Background: an optimization exercise with open tools, aiming at small area. Do not read the settings as production practice.
In this exercise RTL edits were held to simulation tests only and were not proved equivalent to the original.
Not every run is shown, and edits may drop behaviour that the tests do not exercise.
Power and IR drop assume default switching activity.

`config.mk`:
```
export PLATFORM = sky130hd
export DESIGN_NAME = ssd_top
export DESIGN_NICKNAME = ssd_top
export VERILOG_FILES = /design/flow/design.v
export SDC_FILE = /design/flow/constraint.sdc
export NUM_CORES = 4
export LEC_CHECK = 0
export CAP_MARGIN = 20
export CORE_MARGIN = 2
export CORE_UTILIZATION = 40
export PLACE_DENSITY = 0.6
export SLEW_MARGIN = 20
```
`constraint.sdc`:
```
create_clock -name core_clock -period 5.0 [get_ports {clk}]
set_input_delay 1.0000 -clock core_clock [delete_from_list [all_inputs] [get_ports {clk}]]
set_output_delay 1.0000 -clock core_clock [all_outputs]
set_load 0.01 [all_outputs]
```
`design.v`:
```
module debounce
    #(
        parameter clk_freq = 50_000_000,
        parameter stable_time = 10
    )
    (
        input logic clk,
        input logic rst,
        input logic button,
        output logic result
    );
    logic sig;
    logic [31:0] count;
    localparam max_delay = clk_freq*stable_time/1024;
    always_ff @( posedge clk, posedge rst ) begin
        if (rst) begin
            sig <= 1'b0;
            count <= 0;
        end
        else begin
            if (button) begin
                if (count == max_delay) begin
                    sig <= 1'b1;
                end
                count <= count + 1;
            end
            else begin
                sig <= 1'b0;
                count <= 0;
            end
        end
    end
    assign result = sig;
endmodule
module single_pulse_detector 
    #(
        parameter detect_type = 2'b0
    )
    (
        input logic clk,
        input logic rst,
        input logic input_signal,
        output logic output_pulse
    );
    logic ff0;
    logic ff1;
    always_ff@(posedge clk, posedge rst) begin
        if (rst) begin
            ff0 <= 1'b0;
            ff1 <= 1'b0;
        end
        else begin
            ff0 <= input_signal;
            ff1 <= ff0;
        end
    end
    always_comb begin
        if (detect_type == 2'b00)
            output_pulse = ~ff1 & ff0;
        else if (detect_type == 2'b01)
            output_pulse = ~ff0 & ff1;
        else if (detect_type == 2'b10)
            output_pulse = ff0 ^ ff1;
        else
            output_pulse = 1'b0;
    end
endmodule
module disp_ctrl (
    input logic clk,
    input logic rst,
    input logic [15:0] disp_val,
    output logic [6:0] seg_out
);
logic [6:0] seg_dec;
logic       seg_vld;
logic [6:0] seg_hold;
always_comb begin
    seg_vld = 1'b1;
    seg_dec = seg_hold;
    case (disp_val)
        16'b0000000000000001: seg_dec = 7'b1111110;  
        16'b0000000000000010: seg_dec = 7'b0110000;  
        16'b0000000000000100: seg_dec = 7'b1101101;  
        16'b0000000000001000: seg_dec = 7'b1111001;  
        16'b0000000000010000: seg_dec = 7'b0110011;  
        16'b0000000000100000: seg_dec = 7'b1011011;  
        16'b0000000001000000: seg_dec = 7'b1011111;  
        16'b0000000010000000: seg_dec = 7'b1110000;  
        16'b0000000100000000: seg_dec = 7'b1111111;  
        16'b0000001000000000: seg_dec = 7'b1110011;  
        16'b0000010000000000: seg_dec = 7'b1110111;  
        16'b0000100000000000: seg_dec = 7'b0011111;  
        16'b0001000000000000: seg_dec = 7'b1001110;  
        16'b0010000000000000: seg_dec = 7'b0111101;  
        16'b0100000000000000: seg_dec = 7'b1001111;  
        16'b1000000000000000: seg_dec = 7'b1000111;  
        default: seg_vld = 1'b0;
    endcase
end
always_ff @(posedge clk, posedge rst) begin
    if (rst)
        seg_hold <= 7'b0;
    else if (seg_vld)
        seg_hold <= seg_dec;
end
assign seg_out = seg_dec;
endmodule
module decoder 
#(
    parameter clk_freq = 50_000_000,
    parameter stable_time = 10
)
(
    input logic clk,
    input logic rst,
    input logic [3:0] row,
    output logic [3:0] col,
    output logic [15:0] keys
);
localparam keypad_size = 16;
localparam max_delay = 16;
logic [3:0] row_int;
logic [(keypad_size-1):0] keys_int;
logic [(keypad_size-1):0] keys_stored;
logic [(keypad_size-1):0] presses;
logic [31:0] count;
genvar i;
generate
    for (i = 0; i<keypad_size; i++) begin
       debounce
    #(
        .clk_freq(clk_freq),
        .stable_time(stable_time)
    )
    db_i
    (
        .clk(clk),
        .rst(rst),
        .button(keys_stored[i]),
        .result(keys[i])
    ); 
    end    
endgenerate
always_ff @(posedge clk) begin : synchronizer
    if (rst) begin
        row_int <= 0;
    end
    else begin
        row_int <= row;
    end
end
integer  j;
always_ff @( posedge rst, posedge clk ) begin : capture_keys 
    if (rst) begin
        col <= 4'b1111;
        keys_int <= 0;
        keys_stored <= 0;
        count <= 0;
        presses <= 0;
    end
    else begin
        presses <= 0;
        if (count < max_delay-1) begin  
            count <= count + 1;
        end
        else begin
            count <= 0;
            case (col)
                4'b1111: begin     
                    for (j = 0; j < keypad_size; j++) begin
                        if (keys_int[j] == 1) begin
                            presses <= presses + 1;
                        end
                    end
                    if (presses < 2) begin
                        keys_stored <= keys_int;
                    end
                    else begin
                        keys_stored <= 0;
                    end
                    keys_int <= 0;
                    col <= 4'b0111;
                end
                4'b0111: begin
                    keys_int[1] <= ~row_int[3];
                    keys_int[4] <= ~row_int[2];
                    keys_int[7] <= ~row_int[1];
                    keys_int[0] <= ~row_int[0];
                    col <= 4'b1011;
                end
                4'b1011: begin
                    keys_int[2] <= ~row_int[3];
                    keys_int[5] <= ~row_int[2];
                    keys_int[8] <= ~row_int[1];
                    keys_int[15] <= ~row_int[0];
                    col <= 4'b1101;
                end
                4'b1101: begin
                    keys_int[3] <= ~row_int[3];
                    keys_int[6] <= ~row_int[2];
                    keys_int[9] <= ~row_int[1];
                    keys_int[14] <= ~row_int[0];
                    col <= 4'b1110;
                end
                4'b1110: begin
                    keys_int[10] <= ~row_int[3];
                    keys_int[11] <= ~row_int[2];
                    keys_int[12] <= ~row_int[1];
                    keys_int[13] <= ~row_int[0];
                    col <= 4'b1111;
                end
            endcase
        end
    end
end
endmodule
module ssd_top
#(
    parameter clk_freq = 1_024_000,
    parameter stable_time = 5
)
(
    input logic clk, 
    input logic [1:0] btn,
    input logic sw,
    output logic led,
    output logic [6:0] seg,
    output logic chip_sel,
    input logic [3:0] row,
    output logic [3:0] col
);
localparam max_delay = clk_freq*stable_time/1024;
localparam keypad_size = 16;
localparam btn_size = 2;
logic rst;
logic c_sel;
logic [(keypad_size -1):0] keys;
logic [(keypad_size -1):0] keys_pulse;
logic btn1_debounce;
logic btn1_pulse;
logic [19:0] count_div;
logic [6:0] disp_ctrl_out;
logic [6:0] seg_reg;
logic [6:0] seg1_reg;
logic [6:0] seg2_reg;
logic btn_press_toggle;
decoder  
#(
    .clk_freq(clk_freq),
    .stable_time(stable_time)
)
decoder_i
(
    .clk(clk),
    .rst(rst),
    .row(row),
    .col(col),
    .keys(keys)
);
genvar n;
generate
    for (n = 0; n<keypad_size; n++) begin
        single_pulse_detector sp_i (
            .clk(clk),
            .rst(rst),
            .input_signal(keys[n]),
            .output_pulse(keys_pulse[n])
        );
    end    
endgenerate
disp_ctrl dc_i (
    .clk(clk),
    .rst(rst),
    .disp_val(keys),
    .seg_out(disp_ctrl_out)
);
debounce
#(
    .clk_freq(clk_freq),
    .stable_time(stable_time)
)
db_i
(
    .clk(clk),
    .rst(rst),
    .button(btn[1]),
    .result(btn1_debounce)
); 
single_pulse_detector sp_i (
    .clk(clk),
    .rst(rst),
    .input_signal(btn1_debounce),
    .output_pulse(btn1_pulse)
);
always_ff@(posedge rst, posedge clk) begin
    if (rst) begin
        c_sel <= 1'b0;
        count_div <= 'b0;
    end
    else begin
        if (sw == 0) begin
            if (btn1_pulse) begin
                c_sel <= ~c_sel;
            end
        end
        else begin
            count_div <= count_div + 'b1;
            if (count_div == max_delay) begin
                count_div <= 'b0;
                c_sel <= ~c_sel;
            end
        end
    end
end
always_ff@(posedge clk, posedge rst) begin
    if (rst) begin
        seg1_reg <= 7'b0;
        seg2_reg <= 7'b0;
        btn_press_toggle <= 1'b1;
    end
    else begin
        if (|keys_pulse) begin
            if (sw == 0) begin
                seg1_reg <= disp_ctrl_out;
            end
            else begin
                if (btn_press_toggle) begin
                    seg1_reg <= disp_ctrl_out;
                    seg2_reg <= 0;
                    btn_press_toggle <= 0;
                end
                else begin
                    seg2_reg <= disp_ctrl_out;
                    btn_press_toggle <= 1;
                end
            end
        end
    end
end
always_ff@(posedge clk, posedge rst) begin
    if (rst) begin
        seg_reg <= 0;
    end
    else begin
        if (sw == 0)
            seg_reg <= seg1_reg;
        else 
            if (chip_sel)
                seg_reg <= seg1_reg;
            else
                seg_reg <= seg2_reg;
    end
end
assign seg = seg_reg;
assign rst = btn[0];
assign led = sw;
assign chip_sel = c_sel;
endmodule
```
`run.sh`:
```
#!/bin/bash
# synth_recipe.tcl (not shown) runs the flow's synth.tcl, then flattens the netlist and writes it again
# the make line also repeats each setting of config.mk as NAME=value (left out here)
make -C /OpenROAD-flow-scripts/flow DESIGN_CONFIG=/design/flow/config.mk WORK_HOME=/design/flow/orfs CLKGATE_MAP_FILE= SYNTH_SCRIPT=/design/flow/synth_recipe.tcl finish
```
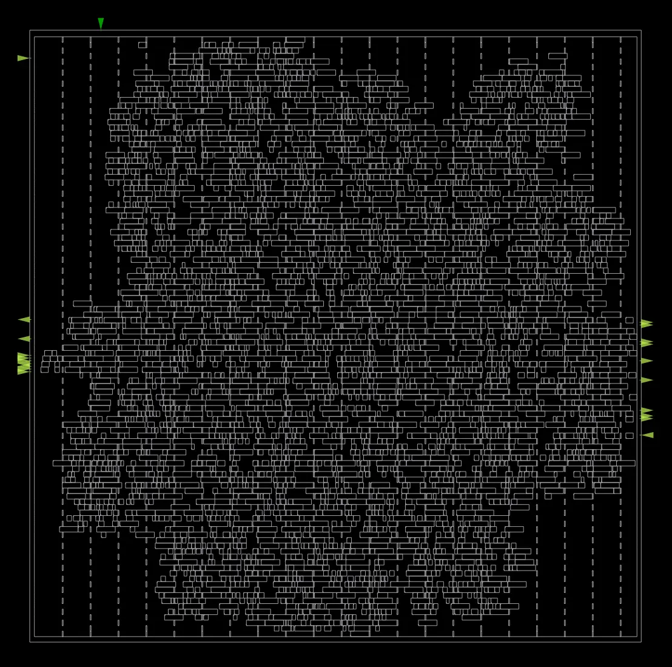
(run_1/placed.png)
Core ar.: 88,370 um^2
Final Non-Filler Cells: 4,732
tap cells: 1,165

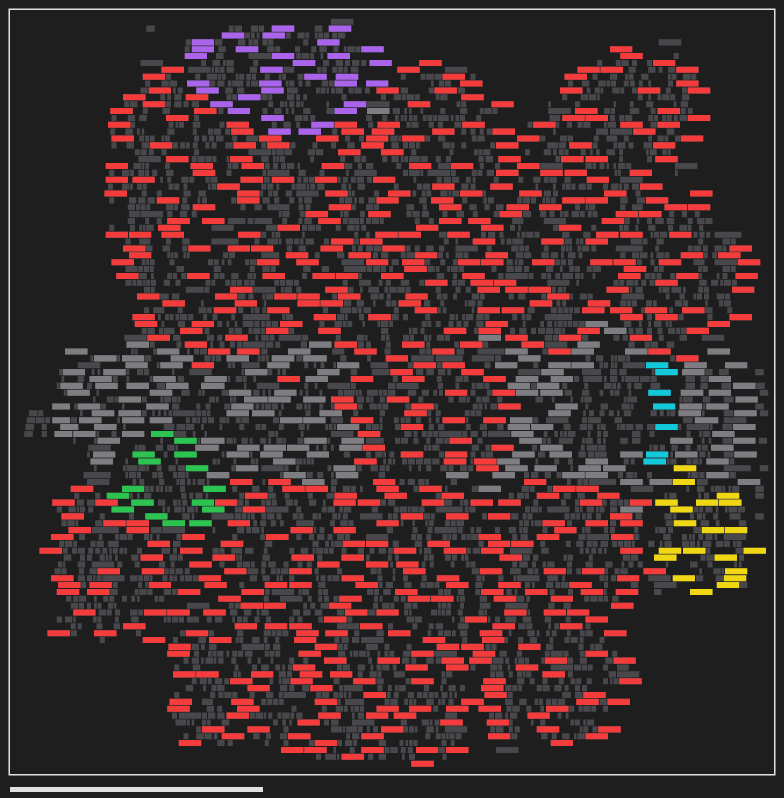
(run_1/ff_map.png)
The bar under the picture is 100 um long.
| color | netlist name | placed flops |
|---|---|---|
| yellow | count_div | 20 |
| green | decoder_i.presses | 16 |
| cyan | dc_i.seg_hold | 7 |
| purple | db_i.count | 32 |
| red | decoder_i.genblk1.db_i.count | 512 |

==> flow_summary.json, run 1 <==
{
  "status": "complete, no violations",
  "drive_gt1_frac": 0.06112,
  "cts_tree": "yes",
  "leakage_nw": 17.56,
  "endpoint_kind": "primary output",
  "dominant-cell-class": "sequential cells",
  "holdCritPathClass": "flip-flop to flip-flop",
  "start_kind": "primary input",
  "crit_end": "led",
  "grt_max_degree": 111,
  "relSlewSlack": 0.3145,
  "clkSinkCount": 733,
  "vdd_ir_drop_max_uv": 218.7,
  "min_from": "genblk1[11].sp_i.ff0",
  "yosys_register_bits": 733,
  "top_regs": "decoder_i.genblk1.db_i.count (512), db_i.count (32), decoder_i.count (32)",
  "fmax_mhz": 293.5,
  "busiest_layer": "met2",
  "synth.yosys.seq_area_share": 0.5143,
  "switching_share": 0.2125,
  "arrival_ns": 2.41,
  "path_depth": 2,
  "crit_chain": "clkdlybuf4s50_1 > clkdlybuf4s50_1",
  "maxSlewViolCount": 0,
  "drt_first_pass_iters": 5,
  "synth-edff-count": 0,
  "cp.buffers_inverters": 2,
  "cts_buffers": 84,
  "pg_seq_mw": 6.02,
  "grt-ovfl-total": 0,
  "seq_area_um2": 18330,
  "r2r_slack_ns": 2.17,
  "power_leader": "the clock network",
  "synth_ff_type": "dfrtp_1",
  "rr_startpoint": "decoder_i.count[12]",
  "die_h_um": 302.5,
  "worst_hold_path.endpoint": "genblk1[11].sp_i.ff1",
  "crit_family": "buffers and inverters",
  "n_all_buffers": 43,
  "placed_cells": 4583,
  "p_clk_frac": 0.507,
  "track_usage": 0.1521,
  "crit_type": "primary input to primary output",
  "multi_input_area_share": 0.4162,
  "largest_register_ffs": 512,
  "nFlopsAndLatches": 733,
  "grt_pass1_wl_um": 118200,
  "clockRootBuffer": "clkbuf_16",
  "dp_hpwl_um": 43890,
  "antenna_found_initial": 2,
  "max_stage_delay_ns": 0.77,
  "inverters": 79,
  "cp_data_required_time_ns": 4.00,
  "top_layer": "met4",
  "nNetsFinal": 3550,
  "p_sw_mw": 2.692,
  "place_area_um2": 37300,
  "r2r-end": "decoder_i.presses[3]",
  "timing.final.crit_period_ns": 3.407,
  "wire_per_inst_um": 14.30,
  "critPathLaunch": "sw",
  "preCtsSetupSlack_ns": 1.589,
  "met3WireLength_um": 2310,
  "nonClkBufAreaFrac": 0.01207,
  "cts.hold.buffers_added": 0,
  "synth_cell_type_count": 70,
  "vias_per_cell": 5.069,
  "rows": 109,
  "dieWidth_um": 302.5,
  "wl_met1_um": 35190,
  "finalPower_mw": 12.66,
  "drc_errors": 0,
  "area_growth_pct": 12.83,
  "ys_warn_count": 5,
  "finalSetupTns_ns": 0,
  "clk_share": 0.07213,
  "rsz0062_at_grt": "no",
  "fin_hold_ws_ns": 0.3600,
  "hold_violations": 0,
  "power.density_nw_per_um2": 315.0,
  "maxCapViolCount": 0,
  "holdPathStages": 0,
  "p_comb_mw": 0.226,
  "multi_input_cells": 2563,
  "pwr-share-seq": 0.475,
  "cts_resized": 0,
  "clkbuf_count": 108,
  "grt_pass1_vias": 23660,
  "synthArstFlopShare": 0.9945,
  "grtUsageMet3": 0.02628,
  "io_buffers": 20,
  "skew_ns": 0.02729,
  "dr_wl_met2_um": 29200,
  "slowest_stage": "clkdlybuf4s50_1",
  "seq_share": 0.4559,
  "drt_iter0_drc": 1444,
  "layout_worst_path_cycle_share": 0.6814,
  "initial_core_util": 0.4033,
  "place_congestion": 0.7831,
  "vias": 23990,
  "top_register": "decoder_i.genblk1.db_i.count",
  "rr_worst_depth": 7,
  "setup_ws_ns": 1.593,
  "clk-power_mw": 6.42,
  "final_util": 0.4550,
  "layout_common_cells": "dfrtp_1 (723), and2_1 (454), xnor2_1 (332)",
  "n_fill_cell": 8352,
  "die-area_um2": 91500,
  "synth.avg_cell_area_um2": 10.35,
  "antenna_cells": 0,
  "cts_buffer_depth": 3,
  "fin_area_um2": 40210
}
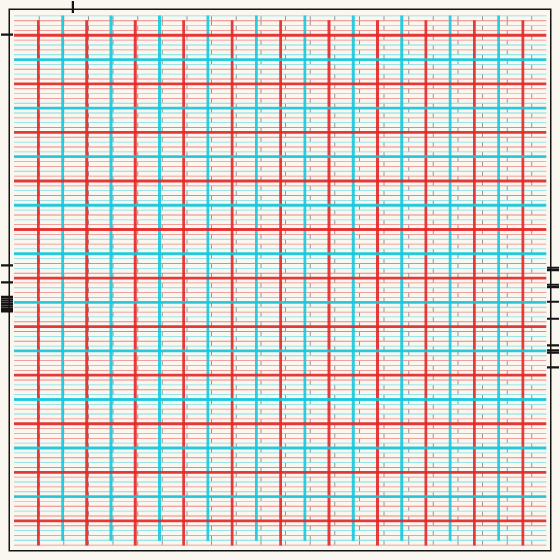
(run_1/floorplan.png)
Pins as bars on the die edge. Tap cells in gray.
| color | net |
|---|---|
| cyan | VDD |
| red | VSS |
met1 rails: 110
tap cells: 1,165
rows: 109
met5 straps: 21
met4 straps: 21

==> run 1: cells in the mapped netlist (21+ instances only) <==
library cell | count | area, um^2
nor4_1 | 107 | 669.4
nor3_1 | 59 | 295.3
nor2_1 | 108 | 405.4
and3_1 | 102 | 638.1
and4_1 | 52 | 455.4
xnor2_1 | 332 | 2908
dfrtp_1 | 724 | 18120
or3_1 | 78 | 488.0
nand2_1 | 258 | 968.4
inv_1 | 79 | 296.5
nand4_1 | 145 | 907.1
and2_1 | 454 | 2840
ha_1 | 38 | 475.5
nor4b_1 | 32 | 280.3
nand3_1 | 241 | 1206
o21ai_0 | 103 | 515.5
a21boi_0 | 71 | 533.0
o31ai_1 | 21 | 157.7
clkbuf_1 | 82 | 307.8
xor2_1 | 147 | 1287
nor2b_1 | 61 | 381.6
==> run 1: kinds of logic after synthesis <==
group / after synthesis / share of synthesized area
compound gates: 244 / 0.04504
xor+xnor: 479 / 0.1177
fa+ha+maj: 38 / 0.01334
buf+inv: 173 / 0.01913
flops: 733 / 0.5143
mux: 13 / 0.004038
other cells: 1 / 0.0001052
simple gates: 1761 / 0.2863
--- run 2 (changed files replaced; the others as in run 1) ---
==> design.v <==
module debounce (
    input  logic clk,
    input  logic rst,
    input  logic button,
    output logic rise
);
localparam logic [12:0] Z5000 = 13'd3344;
logic [12:0] count;
wire at_max = (count == Z5000);
always_ff @(posedge clk, posedge rst) begin
    if (rst) begin
        count <= 13'd0;
        rise  <= 1'b0;
    end else begin
        rise <= button & at_max;
        if (!button)
            count <= 13'd0;
        else if (at_max)
            count <= 13'h1fff;
        else
            count <= {count[11:0], ~(count[12] ^ count[5])};
    end
end
endmodule
module single_pulse_detector (
    input  logic clk,
    input  logic rst,
    input  logic input_signal,
    output logic output_pulse
);
always_ff @(posedge clk, posedge rst) begin
    if (rst)
        output_pulse <= 1'b0;
    else
        output_pulse <= input_signal;
end
endmodule
module disp_ctrl (
    input  logic [4:0] disp_val,
    output logic [6:0] seg_out
);
always_comb begin
    case (disp_val)
        5'h10: seg_out = 7'b1111110;  
        5'h11: seg_out = 7'b0110000;  
        5'h12: seg_out = 7'b1101101;  
        5'h13: seg_out = 7'b1111001;  
        5'h14: seg_out = 7'b0110011;  
        5'h15: seg_out = 7'b1011011;  
        5'h16: seg_out = 7'b1011111;  
        5'h17: seg_out = 7'b1110000;  
        5'h18: seg_out = 7'b1111111;  
        5'h19: seg_out = 7'b1110011;  
        5'h1a: seg_out = 7'b1110111;  
        5'h1b: seg_out = 7'b0011111;  
        5'h1c: seg_out = 7'b1001110;  
        5'h1d: seg_out = 7'b0111101;  
        5'h1e: seg_out = 7'b1001111;  
        5'h1f: seg_out = 7'b1000111;  
        default: seg_out = 7'b0000000;
    endcase
end
endmodule
module decoder (
    input  logic       clk,
    input  logic       rst,
    input  logic [3:0] row,
    output logic [3:0] col,
    output logic [4:0] hold,    
    output logic       cap
);
localparam logic [5:0] Z62 = 6'b100000;
localparam logic [5:0] SAT = 6'b111111;
logic [3:0]  cnt;
logic [15:0] kr;
logic [95:0] cr;      
logic        rmask;   
logic        a1, b1, a41, b41, rise;
wire pass_a = &col;
wire pass_b = ~col[3];
wire pass_c = ~col[2];
wire start  = (cnt == 4'd0);
wire       k_h   = kr[15] & ~rmask;
wire [5:0] c_h   = cr[95:90];
wire       h_sat = (c_h == SAT);
wire       h_z62 = (c_h == Z62);
wire       v1    = k_h & h_sat;
wire       v41   = k_h & (h_sat | h_z62);
wire       r_h   = k_h & h_z62;
wire [5:0] c_new = k_h ? (h_z62 ? SAT : {c_h[4:0], ~(c_h[5] ^ c_h[4])}) : 6'd0;
function automatic int colbit(input int k);
    case (k)
        1, 4, 7, 0:    colbit = 3;
        2, 5, 8, 15:   colbit = 2;
        3, 6, 9, 14:   colbit = 1;
        default:       colbit = 0;
    endcase
endfunction
function automatic int rowbit(input int k);
    case (k)
        1, 2, 3, 10:   rowbit = 3;
        4, 5, 6, 11:   rowbit = 2;
        7, 8, 9, 12:   rowbit = 1;
        default:       rowbit = 0;
    endcase
endfunction
logic [15:0] kr_next;
always_comb begin
    kr_next = {kr[14:0], kr[15]};
    for (int k = 0; k < 16; k++)
        if (cnt == 4'd14 && !col[colbit(k)])
            kr_next[(14 - k) & 15] = ~row[rowbit(k)];
end
always_ff @(posedge clk) begin
    kr <= kr_next;
    cr <= {cr[89:0], pass_b ? c_new : c_h};
end
always_ff @(posedge clk, posedge rst) begin
    if (rst) begin
        cnt   <= 4'd0;
        col   <= 4'b1111;
        rmask <= 1'b1;
        hold  <= 5'd0;
    end else begin
        cnt <= cnt + 4'd1;
        if (cnt == 4'd15)
            col <= {~&col, col[3:1]};
        if (pass_b && cnt == 4'd15)
            rmask <= 1'b0;
        if ((pass_b && a1 && !b1 && v1) || (pass_c && a41 && !b41 && h_sat))
            hold <= {1'b1, cnt};
    end
end
always_ff @(posedge clk) begin
    if (pass_a) begin
        a1  <= (start ? 1'b0 : a1) | v1;
        b1  <= (start ? 1'b0 : b1) | (a1 & v1 & !start);
        a41 <= (start ? 1'b0 : a41) | v41;
        b41 <= (start ? 1'b0 : b41) | (a41 & v41 & !start);
    end
    if (pass_b)
        rise <= (start ? 1'b0 : rise) | r_h;
end
assign cap = rise & ~col[1] & (cnt == 4'd10);
endmodule
module ssd_top
#(
    parameter clk_freq = 1_024_000,
    parameter stable_time = 5
)
(
    input logic clk,
    input logic [1:0] btn,
    input logic sw,
    output logic led,
    output logic [6:0] seg,
    output logic chip_sel,
    input logic [3:0] row,
    output logic [3:0] col
);
localparam max_delay = clk_freq*stable_time/1024;
logic rst;
logic c_sel;
logic [12:0] count_div;
logic [4:0] hold;
logic key_cap;
logic btn1_rise;
logic btn1_pulse;
logic [4:0] seg_reg;
logic [4:0] seg1_reg;
logic [4:0] seg2_reg;
logic btn_press_toggle;
decoder decoder_i (
    .clk(clk),
    .rst(rst),
    .row(row),
    .col(col),
    .hold(hold),
    .cap(key_cap)
);
debounce db_i (
    .clk(clk),
    .rst(rst),
    .button(btn[1]),
    .rise(btn1_rise)
);
single_pulse_detector sp_i (
    .clk(clk),
    .rst(rst),
    .input_signal(btn1_rise),
    .output_pulse(btn1_pulse)
);
always_ff @(posedge clk, posedge rst) begin
    if (rst) begin
        c_sel <= 1'b0;
        count_div <= 13'd0;
    end else begin
        if (sw == 0) begin
            if (btn1_pulse)
                c_sel <= ~c_sel;
        end else begin
            count_div <= count_div + 13'd1;
            if (count_div == 13'(max_delay)) begin
                count_div <= 13'd0;
                c_sel <= ~c_sel;
            end
        end
    end
end
always_ff @(posedge clk, posedge rst) begin
    if (rst) begin
        seg1_reg <= 5'd0;
        seg2_reg <= 5'd0;
        btn_press_toggle <= 1'b1;
    end else if (key_cap) begin
        if (sw == 0) begin
            seg1_reg <= hold;
        end else if (btn_press_toggle) begin
            seg1_reg <= hold;
            seg2_reg <= 5'd0;
            btn_press_toggle <= 1'b0;
        end else begin
            seg2_reg <= hold;
            btn_press_toggle <= 1'b1;
        end
    end
end
always_ff @(posedge clk, posedge rst) begin
    if (rst)
        seg_reg <= 5'd0;
    else if (sw == 0 || chip_sel)
        seg_reg <= seg1_reg;
    else
        seg_reg <= seg2_reg;
end
disp_ctrl dc_i (
    .disp_val(seg_reg),
    .seg_out(seg)
);
assign rst = btn[0];
assign led = sw;
assign chip_sel = c_sel;
endmodule
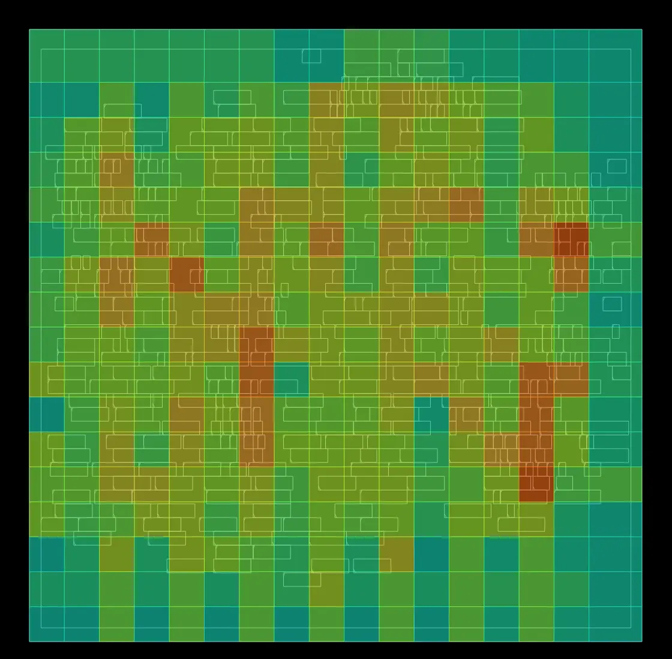
(run_2/congestion_map.png)
Core Util, Final: 0.4848
grt met1 use: 0.1613

==> run 2 against run 1 <==
Setup slack better by 0.079 ns. Register-to-register slack better by 0.78 ns. Sequential power is 75% lower. Wire length is 88% lower. Area after synthesis is 85% lower. Power is 77% lower. Hold slack worse by 0.036 ns. Clock skew is 0.018 ns lower. Critical path type is now flip-flop to primary output. Largest cell class unchanged.
==> flow_summary.json, run 2 <==
{
  "status": "complete, no violations",
  "busiest_layer": "met2",
  "rsz0062_at_grt": "no",
  "yosys.area_share.simple": 0.1187,
  "ys_top_cells_by_count": "dfxtp_1 (112), nand2_1 (54), dfrtp_1 (53)",
  "r2r-end": "decoder_i.hold[0]",
  "stdcell_count": 649,
  "synth_xor_area_frac": 0.02245,
  "dieWidth_um": 120.9,
  "clkSinkCount": 176,
  "path_depth": 6,
  "drive_gt1_frac": 0.1459,
  "preCtsSetupSlack_ns": 1.770,
  "r2r_slack_ns": 2.95,
  "max_stage_delay_ns": 0.48,
  "track_usage": 0.1219,
  "grt_pass1_vias": 2997,
  "io_buffers": 20,
  "top_regs": "decoder_i.cr (96), decoder_i.kr (16)",
  "grt_pass1_wl_um": 13910,
  "min_from": "decoder_i.cr[42]",
  "cts_tree": "yes",
  "die_h_um": 120.9,
  "clk-power_mw": 1.29,
  "switching_share": 0.2312,
  "synth.avg_cell_area_um2": 12.70,
  "slowest_stage": "clkdlybuf4s50_1",
  "met3WireLength_um": 328,
  "vias_per_cell": 4.638,
  "synth_cell_type_count": 47,
  "drt_iter0_drc": 101,
  "cts_buffers": 17,
  "clockRootBuffer": "clkbuf_16",
  "skew_ns": 0.009154,
  "rr_worst_depth": 4,
  "yosys_register_bits": 176,
  "timing.final.crit_period_ns": 3.328,
  "drt_first_pass_iters": 4,
  "pg_seq_mw": 1.48,
  "cp.buffers_inverters": 2,
  "grtUsageMet3": 0.04887,
  "antenna_cells": 0,
  "layout_worst_path_cycle_share": 0.6655,
  "top_layer": "met4",
  "rows": 42,
  "p_clk_frac": 0.451,
  "place_congestion": 0.7913,
  "synth_top_area_frac": 0.4105,
  "layout_commonest_cell": "dfxtp_1",
  "leakage_nw": 2.811,
  "antenna_found_initial": 0,
  "synth_compound_area_frac": 0.06277,
  "power.density_nw_per_um2": 445.2,
  "p_sw_mw": 0.6632,
  "cts.hold.buffers_added": 0,
  "area_growth_pct": 18.01,
  "layout_common_cells": "dfxtp_1 (112), nand2_1 (54), dfrtp_1 (53)",
  "synth.yosys.seq_area_share": 0.7097,
  "hold_violations": 0,
  "maxCapViolCount": 0,
  "drc_errors": 0,
  "dp_hpwl_um": 5023,
  "fmax_mhz": 300.5,
  "fin_area_um2": 6445,
  "crit_end": "seg[3]",
  "worst_hold_path.endpoint": "decoder_i.cr[48]",
  "largest_register_ffs": 96,
  "synth_adder_area_share": 0.02291,
  "start_kind": "flip-flop",
  "die-area_um2": 14600,
  "initial_core_util": 0.4108,
  "place_area_um2": 5847,
  "synth_top_family_by_area": "simple AND/OR/NAND/NOR gates",
  "yosysMostFrequentCell": "dfxtp_1",
  "yosysTopAreaCell": "dfxtp_1",
  "crit_chain": "inv_1 > ha_1 > nor2b_1 > or3_1 > o311a_1 > clkdlybuf4s50_1",
  "holdPathStages": 0,
  "fin_hold_ws_ns": 0.3242,
  "synthArstFlopShare": 0.3352,
  "relSlewSlack": 0.5411,
  "grt-ovfl-total": 0,
  "wl_met1_um": 3993,
  "maxSlewViolCount": 0,
  "placed_cells": 617,
  "pwr-share-seq": 0.516,
  "finalSetupTns_ns": 0,
  "n_fill_cell": 1187,
  "synth.area.top_cells": "dfxtp_1 (41%), dfrtp_1 (24%), mux2_2 (4.5%), nand2_1 (3.7%), o21ai_0 (3.1%)",
  "critPathLaunch": "seg_reg[0]",
  "vdd_ir_drop_max_uv": 304.0,
  "ys_warn_count": 5,
  "p_comb_mw": 0.0941,
  "wire_per_inst_um": 12.05,
  "vias": 3010,
  "endpoint_kind": "primary output",
  "arrival_ns": 2.33,
  "crit_family": "buffers and inverters",
  "coreArea_um2": 13300,
  "holdCritPathClass": "flip-flop to flip-flop",
  "nNetsFinal": 478,
  "rr_startpoint": "decoder_i.rmask",
  "cts_resized": 0,
  "power_leader": "registers"
}
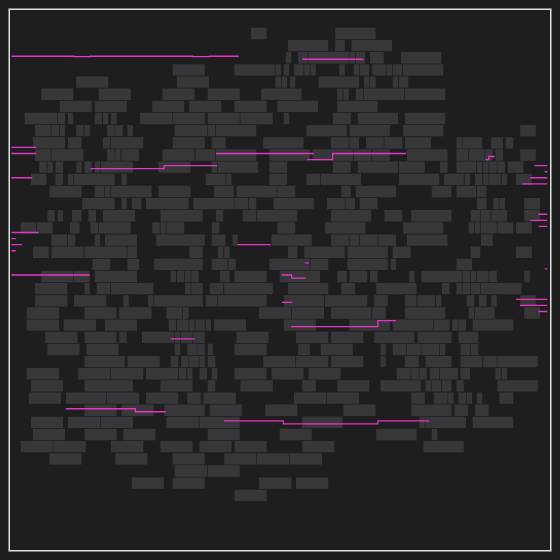
(run_2/m3.png)
wire length on this layer: 329 um
nets with wire on the layer: 24

## run 2: cell count changes after synthesis, sizes merged, moves of 75 or more
| cell | previous run | this run |
|---|---|---|
| or3 | 81 | 2 |
| xnor2 | 332 | 11 |
| and3 | 102 | 1 |
| dfrtp | 724 | 53 |
| dfxtp | 4 | 112 |
| nand4 | 147 | 4 |
| and2 | 455 | 5 |
| nor2 | 108 | 15 |
| nand2 | 258 | 54 |
| nor4 | 119 | 6 |
| xor2 | 147 | 3 |
| nand3 | 242 | 10 |
| clkbuf | 83 | 8 |
## run 2: final cells by class
class | count | area (um^2) | share of cell area
Tap cell | 176 | 220.2 | 0.03417
Clock buffer | 18 | 429.2 | 0.06659
Sequential cell | 176 | 3876 | 0.6014
Clock inverter | 14 | 168.9 | 0.02621
Multi-Input combinational cell | 229 | 1486 | 0.2306
Inverter | 15 | 56.30 | 0.008736
Timing Repair Buffer | 21 | 207.7 | 0.03223
## run 2: per-stage QoR
step	power [mW]	util
final	2.869	0.4848
after global routing	2.986	0.4848
after CTS	2.903	0.4848
after detailed placement	1.605	0.4398
after global placement	1.603	0.4398
after floorplan	1.575	-
==> run 3: changes to the inputs <==
==> flow/run.sh (new file) <==
#!/bin/bash
set -e
export CTS_ARGS="-sink_clustering_enable -repair_clock_nets -dont_use_dummy_load -buf_list sky130_fd_sc_hd__clkbuf_8"
export BUFFER_PORTS_ARGS="-buffer_cell sky130_fd_sc_hd__buf_1"
bash standard.sh > standard.log 2>&1
==> standard.sh (new file) <==
#!/bin/bash
# synth_recipe.tcl (not shown) runs the flow's synth.tcl, then flattens the netlist and writes it again
# the make line also repeats each setting of config.mk as NAME=value (left out here)
make -C /OpenROAD-flow-scripts/flow DESIGN_CONFIG=/design/flow/config.mk WORK_HOME=/design/flow/orfs CLKGATE_MAP_FILE= SYNTH_SCRIPT=/design/flow/synth_recipe.tcl "${@:-finish}"
removed: run.sh
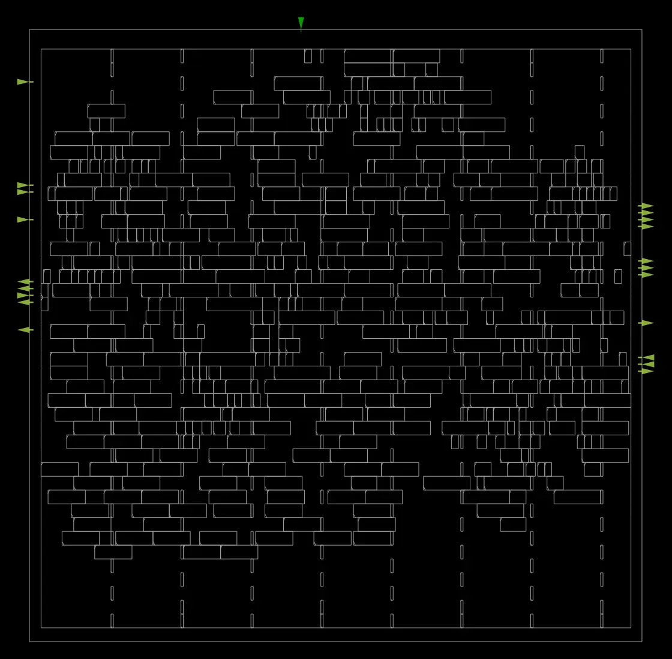
(run_3/placed.png)
tap cells: 176
fraction of area in registers: 0.6508

==> run 3 against run 2 <==
Utilization decreased by 3.7 points. Fmax increased by 10%. Clock-buffer cell count decreased by 1. Die area unchanged. Highest routed layer unchanged.
==> flow_summary.json, run 3 <==
{
  "status": "complete, no violations",
  "final_util": 0.4480,
  "clkSinkCount": 176,
  "synth_adder_area_share": 0.02291,
  "track_usage": 0.1182,
  "synth.yosys.seq_area_share": 0.7097,
  "seq_area_um2": 3876,
  "synthArstFlopShare": 0.3352,
  "yosys_register_bits": 176,
  "initial_core_util": 0.4108,
  "yosysMostFrequentCell": "dfxtp_1",
  "top_regs": "decoder_i.cr (96), decoder_i.kr (16)",
  "wire_per_inst_um": 12.21,
  "yosys.area_share.simple": 0.1187,
  "die_h_um": 120.9,
  "synth.area.top_cells": "dfxtp_1 (41%), dfrtp_1 (24%), mux2_2 (4.5%), nand2_1 (3.7%), o21ai_0 (3.1%)",
  "leakage_nw": 2.591,
  "fin_hold_ws_ns": 0.3094,
  "grt_pass1_wl_um": 13440,
  "synth_xor_area_frac": 0.02245,
  "cts_resized": 0,
  "rr_startpoint": "decoder_i.rmask",
  "cts.hold.buffers_added": 0,
  "inverters": 15,
  "dieWidth_um": 120.9,
  "layout_commonest_cell": "dfxtp_1",
  "coreArea_um2": 13300,
  "n_all_buffers": 21,
  "start_kind": "flip-flop",
  "timing.final.crit_period_ns": 3.020,
  "vdd_ir_drop_max_uv": 267.3,
  "nFlopsAndLatches": 176,
  "dp_hpwl_um": 5133,
  "clkbuf_count": 17,
  "maxCapViolCount": 0,
  "grt-ovfl-total": 0,
  "largest_register_ffs": 96,
  "synth_top_area_frac": 0.4105,
  "skew_ns": 0.03263,
  "layout_common_cells": "dfxtp_1 (112), nand2_1 (54), dfrtp_1 (53)",
  "r2r_slack_ns": 2.96,
  "maxSlewViolCount": 0,
  "rows": 42,
  "finalPower_mw": 2.266,
  "die-area_um2": 14600,
  "ys_top_cells_by_count": "dfxtp_1 (112), nand2_1 (54), dfrtp_1 (53)",
  "area_growth_pct": 9.049,
  "cts_buffers": 17,
  "switching_share": 0.2119,
  "drive_gt1_frac": 0.1201,
  "drc_errors": 0,
  "multi_input_area_um2": 1486,
  "fmax_mhz": 331.1,
  "cts_tree": "yes",
  "clockRootBuffer": "clkbuf_8",
  "drt_iter0_drc": 145,
  "endpoint_kind": "primary output",
  "rr_worst_depth": 4,
  "nonClkBufAreaFrac": 0.01387,
  "min_from": "decoder_i.cr[31]"
}
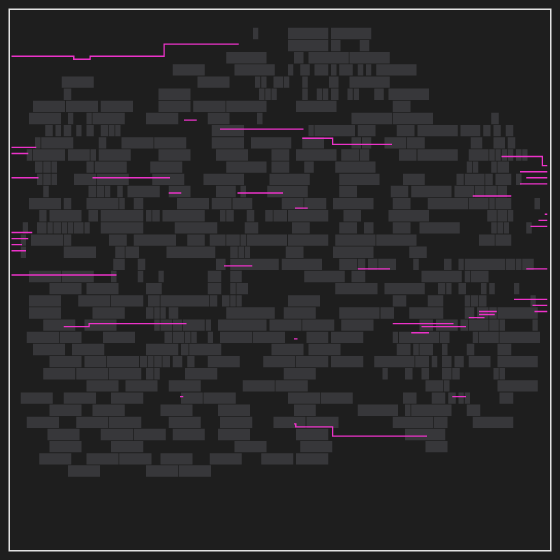
(run_3/m3.png)
share of all routed wire: 4.5%
nets with wire on the layer: 30
main direction: horizontal
wire length on this layer: 351 um

run 3: cell count changes in the layout (fill, tap and decap cells not counted), sizes merged:
| cell | change |
|---|---|
| clkdlybuf4s50 | -20 |
| buf | +20 |
| bufinv | -1 |
| inv | -8 |
| clkbuf | -1 |
| clkinv | -4 |
| clkinvlp | -1 |
run 3: kinds of logic after synthesis:
logic type / count (synthesis)
AO/OA/AOI/OAI: 57
XOR/XNOR: 14
adder cells (fa/ha/maj): 10
buffers and inverters: 25
flip-flops: 176
multiplexers: 22
AND/OR/NAND/NOR: 126
run 3: routing by layer:
layer / wire [um] / track usage
met2: 3342 / 0.1654
met4: 125 / 0.05669
met1: 3920 / 0.1601
met3: 350 / 0.04605
met5: 0 / 0
run 3: critical path, stage by stage (launching register included):
cell	delay [ns]
dfrtp_1	0.39
inv_1	0.11
ha_1	0.32
nor2b_1	0.15
or3_1	0.37
o311a_1	0.13
buf_1	0.13
run 3: power by group through the flow:
stage,logic (mW),clock network (mW),registers (mW)
after global placement,0.0874,0,1.51
after detailed placement,0.0902,0,1.51
after CTS,0.0901,0.725,1.48
after global routing,0.103,0.783,1.49
final,0.0885,0.694,1.48
after floorplan,0.0719,0,1.50

## port drivers added, routing unchanged
The flow's constraints put no driver on any port. The routed layouts listed below were extracted and timed again, unchanged, in two steps.
Step 1 sets driving cells, clkbuf_16 on the clock port and buf_2 on the other inputs (assumed; they add their load-dependent delay and slew).
Step 2 moves the port delays by t, midway between the first and last clock arrival at a register: inputs arrive t later, outputs are due t later. That takes back most of the time a late clock gives input paths.
a / b / c = no drivers / after step 1 / after step 2; a / b = the first two.
run | t (ns) | slack for setup (ns) | slew at the worst register clock pin (ns) | worst data-port slew with drivers (ns) | pins driven straight from the clock port
run 1 | 0.664 | 1.593 / 1.569 / 1.569 | 0.06 / 0.06 | 0.04 | 1
run 2 | 0.450 | 1.672 / 1.635 / 1.735 | 0.07 / 0.07 | 0.03 | 1
run 3 | 0.461 | 1.980 / 1.949 / 2.409 | 0.10 / 0.10 | 0.03 | 1
After both steps every run listed still meets setup and hold. For run 1, which loses most, drivers alone change the setup slack by -0.024 ns; drivers and shift together by -0.024 ns.
